This design comes from an exercise in tuning for small area, a short achievable clock period and few clock cycles per item on the open sky130 flow, not from production work. In this exercise RTL edits were held to simulation tests only and were not proved equivalent to the original.

[flow/design.v]
module simple_alu #(
  parameter int unsigned DataWidth = 64
)(
  input  logic                 clk_i,
  input  logic                 rst_ni,
  input  logic [DataWidth-1:0] a_i,
  input  logic                 a_valid_i,
  output logic                 a_ready_o,
  input  logic [DataWidth-1:0] b_i,
  input  logic                 b_valid_i,
  output logic                 b_ready_o,
  output logic [DataWidth-1:0] result_o,
  output logic                 result_valid_o,
  input  logic                 result_ready_i,
  input  logic [          1:0] alu_config_i
);
  localparam int unsigned CsrAddrAdd = 0;
  localparam int unsigned CsrAddrSub = 1;
  localparam int unsigned CsrAddrMul = 2;
  localparam int unsigned CsrAddrXor = 0;
  logic [DataWidth-1:0] result_wide;
  logic input_success;
  logic output_success;
  logic result_success;
  logic result_valid;
  assign input_success  = a_valid_i && b_valid_i && (!result_valid_o || result_ready_i);
  assign output_success = result_valid_o && result_ready_i;
  always_ff @ (posedge clk_i or negedge rst_ni) begin
    if (!rst_ni) begin
      result_wide  <= {DataWidth{1'b0}};
      result_valid <= 1'b0;
    end else begin
      if(input_success) begin
        case(alu_config_i)
          CsrAddrSub: result_wide <= a_i - b_i;
          CsrAddrMul: result_wide <= a_i * b_i;
          CsrAddrXor: result_wide <= a_i ^ b_i;
          default:    result_wide <= a_i + b_i;
        endcase
        result_valid <= 1'b1;
      end else if (output_success) begin
        result_wide  <= {DataWidth{1'b0}};
        result_valid <= 1'b0;
      end else begin
        result_wide  <= result_wide;
        result_valid <= result_valid;
      end
    end
  end
  assign a_ready_o      = input_success;
  assign b_ready_o      = input_success;
  assign result_valid_o = result_valid;
  assign result_o       = result_wide[DataWidth-1:0];
endmodule
module simple_alu_csr #(
  parameter int unsigned RegCount     = 8,
  parameter int unsigned RegDataWidth = 32,
  parameter int unsigned RegAddrWidth = $clog2(RegCount)
)(
  input  logic                     clk_i,
  input  logic                     rst_ni,
  input  logic [RegAddrWidth-1:0] csr_addr_i,
  input  logic [RegDataWidth-1:0] csr_wr_data_i,
  input  logic                     csr_wr_en_i,
  input  logic                     csr_req_valid_i,
  output logic                    csr_req_ready_o,
  output logic [RegDataWidth-1:0] csr_rd_data_o,
  output logic                    csr_rsp_valid_o,
  input  logic                    csr_rsp_ready_i,
  output logic               [1:0] csr_alu_config_o
);
  logic [RegDataWidth-1:0] csr_reg_set [RegCount];
  logic req_success;
  assign csr_req_ready_o = 1'b1;
  assign req_success = csr_req_valid_i && csr_req_ready_o;
  always_ff @ (posedge clk_i or negedge rst_ni) begin
    if(!rst_ni) begin
      for( int i = 0; i < RegCount; i++) begin
        csr_reg_set[i] <= {RegDataWidth{1'b0}};
      end
    end else begin
      if(req_success && csr_wr_en_i) begin
        csr_reg_set[csr_addr_i] <= csr_wr_data_i;
      end else begin
        csr_reg_set[csr_addr_i] <= csr_reg_set[csr_addr_i];
      end
    end
  end
  logic rsp_success;
  assign rsp_success = csr_rsp_valid_o && csr_rsp_ready_i;
  always_ff @ (posedge clk_i or negedge rst_ni) begin
    if(!rst_ni) begin
      csr_rd_data_o   <= {RegDataWidth{1'b0}};
      csr_rsp_valid_o <= 1'b0;
    end else begin
      if(req_success) begin
        csr_rd_data_o    <= csr_reg_set[csr_addr_i];
        csr_rsp_valid_o <= 1'b1;
      end else if (rsp_success) begin
        csr_rd_data_o   <= {RegDataWidth{1'b0}};
        csr_rsp_valid_o <= 1'b0;
      end else begin
        csr_rd_data_o   <= csr_rd_data_o;
        csr_rsp_valid_o <= csr_rsp_valid_o;
      end
    end
  end
  assign csr_alu_config_o = csr_reg_set[0][1:0];
endmodule
module simple_alu_wrapper #(
  parameter int unsigned SpatPar       = 4,
  parameter int unsigned DataWidth     = 64,
  parameter int unsigned CsrAddrOffset = 8,
  parameter int unsigned RegCount      = 8,
  parameter int unsigned RegDataWidth  = 32,
  parameter int unsigned RegAddrWidth  = $clog2(RegCount)
)(
  input  logic                           clk_i,
  input  logic                           rst_ni,
  input  logic [(SpatPar*DataWidth)-1:0] a_i,
  input  logic                           a_valid_i,
  output logic                           a_ready_o,
  input  logic [(SpatPar*DataWidth)-1:0] b_i,
  input  logic                           b_valid_i,
  output logic                           b_ready_o,
  output logic [(SpatPar*DataWidth)-1:0] result_o,
  output logic                           result_valid_o,
  input  logic                           result_ready_i,
  input  logic [       RegAddrWidth-1:0] csr_addr_i,
  input  logic [       RegDataWidth-1:0] csr_wr_data_i,
  input  logic                           csr_wr_en_i,
  input  logic                           csr_req_valid_i,
  output logic                           csr_req_ready_o,
  output logic [       RegDataWidth-1:0] csr_rd_data_o,
  output logic                           csr_rsp_valid_o,
  input  logic                           csr_rsp_ready_i
);
  logic [SpatPar-1:0][DataWidth-1:0] a_split;
  logic [SpatPar-1:0][DataWidth-1:0] b_split;
  logic [SpatPar-1:0][DataWidth-1:0] result_split;
  logic [SpatPar-1:0] a_ready;
  logic [SpatPar-1:0] b_ready;
  logic [SpatPar-1:0] result_valid;
  always_comb begin
    for (int i = 0; i < SpatPar; i++) begin
      a_split[i] = a_i[i*DataWidth+:DataWidth];
      b_split[i] = b_i[i*DataWidth+:DataWidth];
      result_o[i*DataWidth+:DataWidth] = result_split[i];
    end
    a_ready_o = &a_ready;
    b_ready_o = &b_ready;
    result_valid_o = &result_valid;
  end
  logic [1:0] csr_alu_config;
  for (genvar i = 0; i < SpatPar; i ++) begin: gen_spatpar_muls
    simple_alu #(
      .DataWidth      ( DataWidth       )
    ) i_simple_alu (
      .clk_i          ( clk_i           ),
      .rst_ni         ( rst_ni          ),
      .a_i            ( a_split[i]      ),
      .a_valid_i      ( a_valid_i       ),
      .a_ready_o      ( a_ready[i]      ),
      .b_i            ( b_split[i]      ),
      .b_valid_i      ( b_valid_i       ),
      .b_ready_o      ( b_ready[i]      ),
      .result_o       ( result_split[i] ),
      .result_valid_o ( result_valid[i] ),
      .result_ready_i ( result_ready_i  ),
      .alu_config_i   ( csr_alu_config  )
    );
  end
  simple_alu_csr #(
    .RegCount         ( RegCount        ),
    .RegDataWidth     ( RegDataWidth    ),
    .RegAddrWidth     ( RegAddrWidth    )
  ) i_simple_alu_csr (
    .clk_i            ( clk_i           ),
    .rst_ni           ( rst_ni          ),
    .csr_addr_i       ( csr_addr_i      ),
    .csr_wr_data_i    ( csr_wr_data_i   ),
    .csr_wr_en_i      ( csr_wr_en_i     ),
    .csr_req_valid_i  ( csr_req_valid_i ),
    .csr_req_ready_o  ( csr_req_ready_o ),
    .csr_rd_data_o    ( csr_rd_data_o   ),
    .csr_rsp_valid_o  ( csr_rsp_valid_o ),
    .csr_rsp_ready_i  ( csr_rsp_ready_i ),
    .csr_alu_config_o ( csr_alu_config  )
  );
endmodule
[flow/config.mk]
export PLATFORM = sky130hd
export DESIGN_NAME = simple_alu_wrapper
export DESIGN_NICKNAME = simple_alu_wrapper
export VERILOG_FILES = /design/flow/design.v
export SDC_FILE = /design/flow/constraint.sdc
export NUM_CORES = 8
export LEC_CHECK = 0
export CAP_MARGIN = 20
export CORE_MARGIN = 2
export CORE_UTILIZATION = 40
export SETUP_SLACK_MARGIN = 3
export SLEW_MARGIN = 20
[flow/run.sh]
#!/bin/bash
# synth_recipe.tcl (not shown) runs the flow's synth.tcl, then flattens the netlist and writes it again
# the make line also repeats each setting of config.mk as NAME=value (left out here)
make -C /OpenROAD-flow-scripts/flow DESIGN_CONFIG=/design/flow/config.mk WORK_HOME=/design/flow/orfs CLKGATE_MAP_FILE= SYNTH_SCRIPT=/design/flow/synth_recipe.tcl finish
[flow/constraint.sdc]
create_clock -name core_clock -period 11.0 [get_ports {clk_i}]
set_input_delay 2.2000 -clock core_clock [delete_from_list [all_inputs] [get_ports {clk_i}]]
set_output_delay 2.2000 -clock core_clock [all_outputs]
set_load 0.01 [all_outputs]
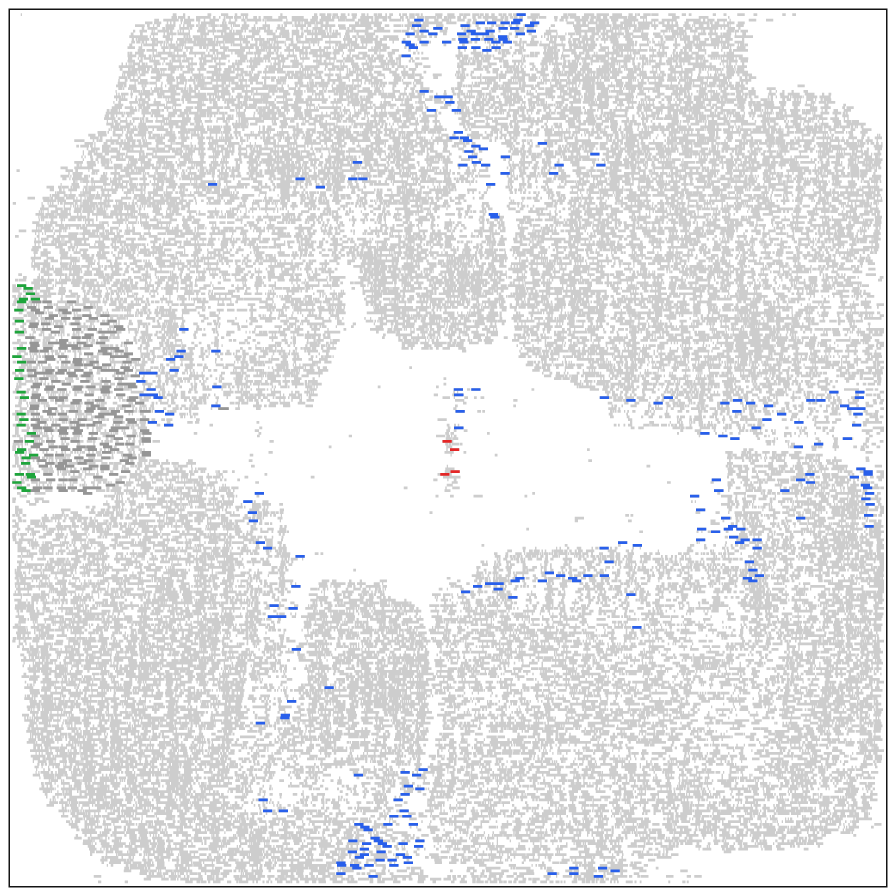
ff_map.png
Other sequential cells in the stronger grey, the rest of the logic in the fainter grey.
Key: green = i_simple_alu_csr.csr_rd_data_o [sequential cells 32, where left middle]; red = gen_spatpar_muls.i_simple_alu.result_valid [sequential cells 4, where middle]; blue = gen_spatpar_muls.i_simple_alu.result_wide [sequential cells 256, where widely spread]

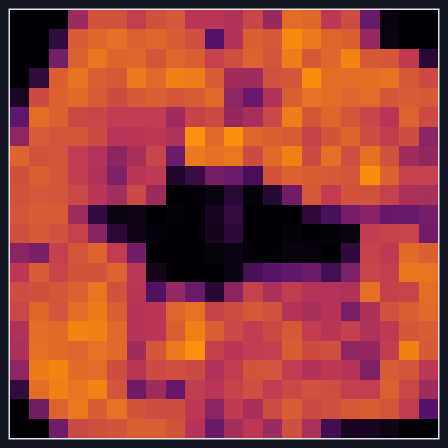
util_map.png
22 x 22 tiles, from black (low) to pale yellow (high), 0 to 100% covered.
The fullest tile reaches 76%. 0.80% of the tiles are over 75% full. The emptiest ninth of the die: middle. 9.3% of the tiles are nearly empty. The mean over all tiles is 46%.
Finished Core Util: 48.49%
core area: 749600 um2

==> impl_metrics.toml <==
[cells_and_area]
multi_input_area_share_pct = 71.15
seq_area_share_pct = 3.781
final_common_cell = "inv_1"
signal_buffers = 3990
multiInputGateArea_um2 = 258600
ff_latch_area_um2 = 13750
diodes = 91
nNetsFinal = 45840
seq_cell_count = 549
inv_count = 7902
largest_cell_class = "multi-input gates"
syn2layout_area_growth_pct = 20.89
fillerInstances = 71110
final_cell_count_no_fill = 46400
multi_input_comb_cells = 23800
fin_area_um2 = 363500
clock_buffers = 99
reg_top3 = "gen_spatpar_muls.i_simple_alu.result_wide: 256 flops, i_simple_alu_csr.csr_reg_set: 256 flops, i_simple_alu_csr.csr_rd_data_o: 32 flops"
buf_share_pct = 12.60
layout-drive-gt1-share_pct = 15.04

[sta]
worst_pin_slew_ps = 1178
rsz0062_at_grt = "yes"
min_period_ps = 10230
fin_skew_ps = 136.1
fmax_mhz = 97.72
finalSetupViolCount = 0
slew_headroom_pct = 20.75
finalHoldViolations = 0
finalCritPeriodShare_pct = 93.03

[worst_setup_path]
critPathRequiredTime_ps = 11770
endpoint = "gen_spatpar_muls[1].i_simple_alu.result_wide[59]"
r2r-start = "i_simple_alu_csr.csr_reg_set[0][0]"
path_max_fanout = 10
critical_path_class = "primary input to register"
startpoint = "a_i[85]"
cp.arrival_ps = 11000
cp_top_family = "adder cells"
critPathBufInv = 11
end_kind = "register"
rrSetupSlack_ps = 3390
critPathSlowestCell = "o211ai_1"
slowest_delay_ps = 630
cp-start-kind = "primary input"
r2r_cells = 18
cpMostUsedCell = "fa_1"

[clock_tree]
clockBufferDepth = 4
numCtsBuffers = 86
postCtsSetupRepairBufs = 500
clkTransAtPathRegs_ps = 50
post_cts_resized = 2090
cts_max_level = 3
cts_tree = "done"
cts.sinks = 549
cts-hold-fix-buffers = 0

[global_route]
grtUsageTotal_pct = 33.96
top_usage_layer = "met2"
antenna_found_initial = 174
grt_max_degree = 99
met2_usage_pct = 54.04
gr-usage-met3_pct = 7.628
first_global_vias = 270000

[yosys]
synth_top_family_by_area = "adder cells"
syn_area_per_cell_um2 = 8.726
yosys.area_share.simple_pct = 16.66
synth_warnings = 4
yosys.cell_types.count = 110
synth_xor_xnor_area_share_pct = 3.701
synthesis.nets = 43970
synth_top_area_cell = "fa_1"
synth_compound_area_share_pct = 6.329
ys_top_cells_by_area = "fa_1 (49%), inv_1 (9.9%), and2_1 (7.5%), nand2_1 (6.9%), ha_1 (6.8%)"
synthMuxAreaShare_pct = 0.5376
synthAdderAreaFrac_pct = 55.56
synth-async-reset-ratio_pct = 100.0
synth_seq_area_share_pct = 4.569
ys_seq_elements = 549
synth_common_cells = "inv_1 (7900), fa_1 (7328), nand2_1 (5498)"
synthesis.area_um2 = 300700
synth_cells = 34460
yosysMostFrequentCell = "inv_1"
synthFlopType = "dfrtp_1"

[floorplan]
rows = 318
boundaryPins = 848
die_x_um = 871.0
tap-cell-count = 9920

[hold_path]
hold-path-endpoint = "gen_spatpar_muls[2].i_simple_alu.result_wide[46]"
worstHoldPathType = "register to register"
hp-start = "gen_spatpar_muls[2].i_simple_alu.result_wide[46]"
hold_depth = 2

[place]
port_buffers = 846
place_congestion = 0.9896
dp_cells = 45230
placed_area_um2 = 336600

[routing]
drt-vias-per-instance = 5.402
first_pass_iters = 6
top_layer_used = "met5"
wl_met2_mm = 589.1
drt_iter0_markers = 21520

[run_status]
run_status = "complete, no violations"

[run]
drv_cap = 0
Testbench counts, summed over its fixed seeds: cycles 9,260, items 9,060.
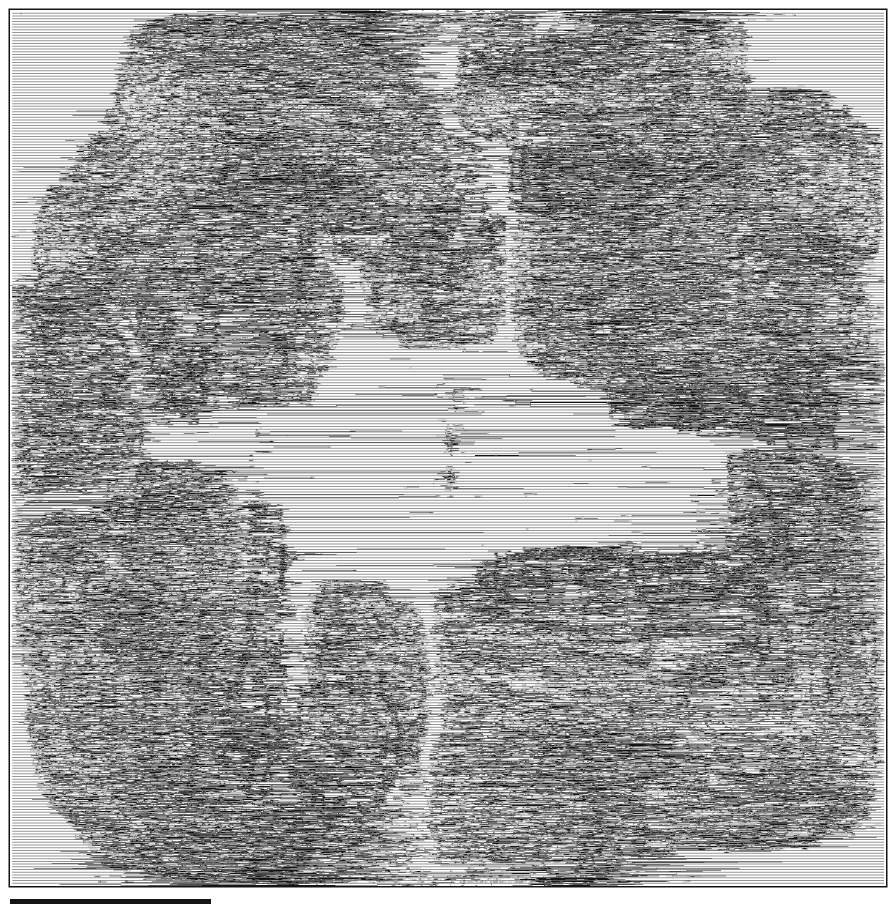
m1.png
The bar under the picture is 200 um long. Supply wires on this layer in grey. Cells faint in the background.
The wires run mostly horizontal. The layer holds 37% of the routed length. The longest straight run is 319 um. The layer carries 488 mm of wire. 41771 nets have wire on it.
total wire length: 1313 mm
vias: 250700
met1 Use GR: 42.27%

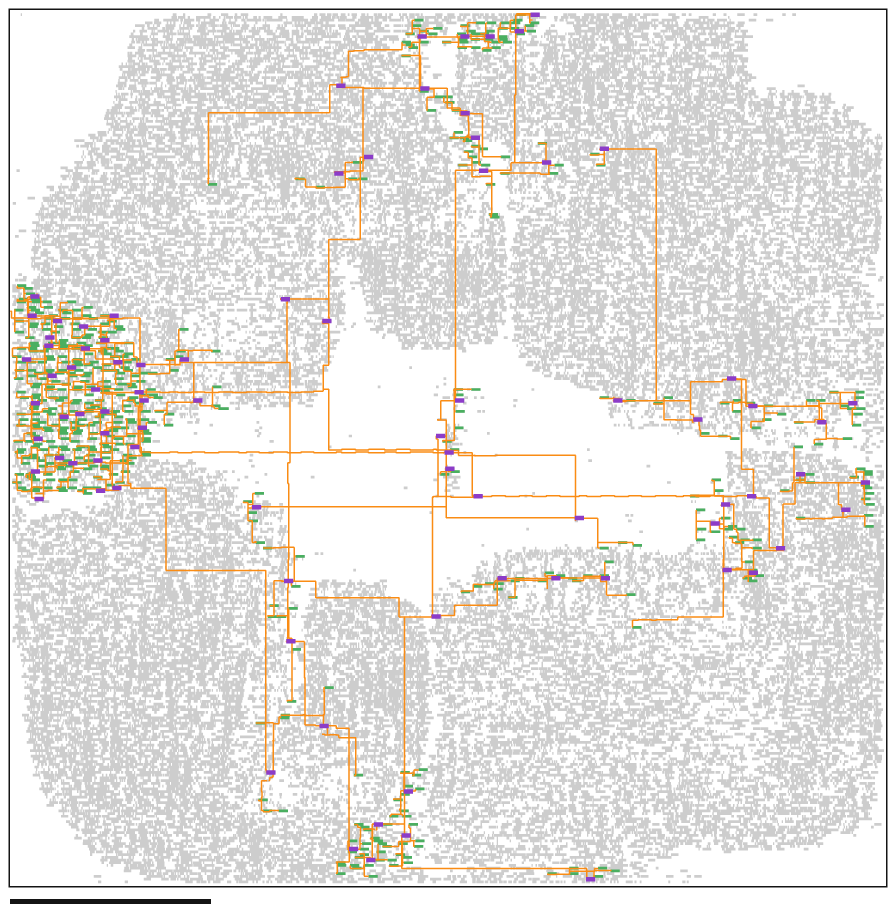
clock_wires.png
The bar under the picture is 200 um long.
Key: purple = clock-net drivers [count 86]; green = flip-flops [count 549]; orange = clock wires [length 15000 um]
There are 87 routed clock nets. Position of the flops: widely spread.
Clock Latency Late Sink: 900 ps

[worst reg2reg max path, stage by stage, from the launching register on]
cell	delay [ps]
dfrtp_4	760
inv_6	320
nor2_4	780
buf_4	670
nor2_1	200
xnor2_1	150
ha_1	350
a211oi_1	340
o21ai_0	150
a211o_1	330
o211ai_1	610
a31oi_1	230
o21ai_0	640
o31ai_1	410
a311oi_1	410
xor2_1	430
a221oi_2	200
buf_4	260
a21o_1	170
[metrics by stage]
stage          hold WS (ps)  TNS [ps]  worst slack, ps
2_1_floorplan         442.2         0            892.6
3_3_place_gp          454.8    -13970           -765.1
3_5_place_dp          459.8    -13680           -674.8
4_1_cts               471.2         0            961.9
5_1_grt               490.4         0            627.6
6_report              473.9         0            766.2

## afterwards: timing with drivers on the ports
How much do the figures lean on ideal ports? The routed layout below was timed once more, with nothing changed but the port constraints.
Step 1, drivers: a clkbuf_16 drives clk_i and a buf_2 each remaining input, both assumed.
Step 2 times the ports against the registers' clock, not the clock port: input delays grow and output delays shrink by t, the midpoint of the rising clock arrivals with the driver on.
Three values: ideal, step 1, step 2; two values: the first two.
shift t [ns]: 0.958
slack for setup (ns): 0.766 / 0.777 / -0.181
clock arrival spread, ns: 0.162 / 0.162
Met with ideal ports but missed after step 2: setup timing in this run. For this run, drivers alone change the setup slack by +0.011 ns; drivers and shift together by -0.947 ns.
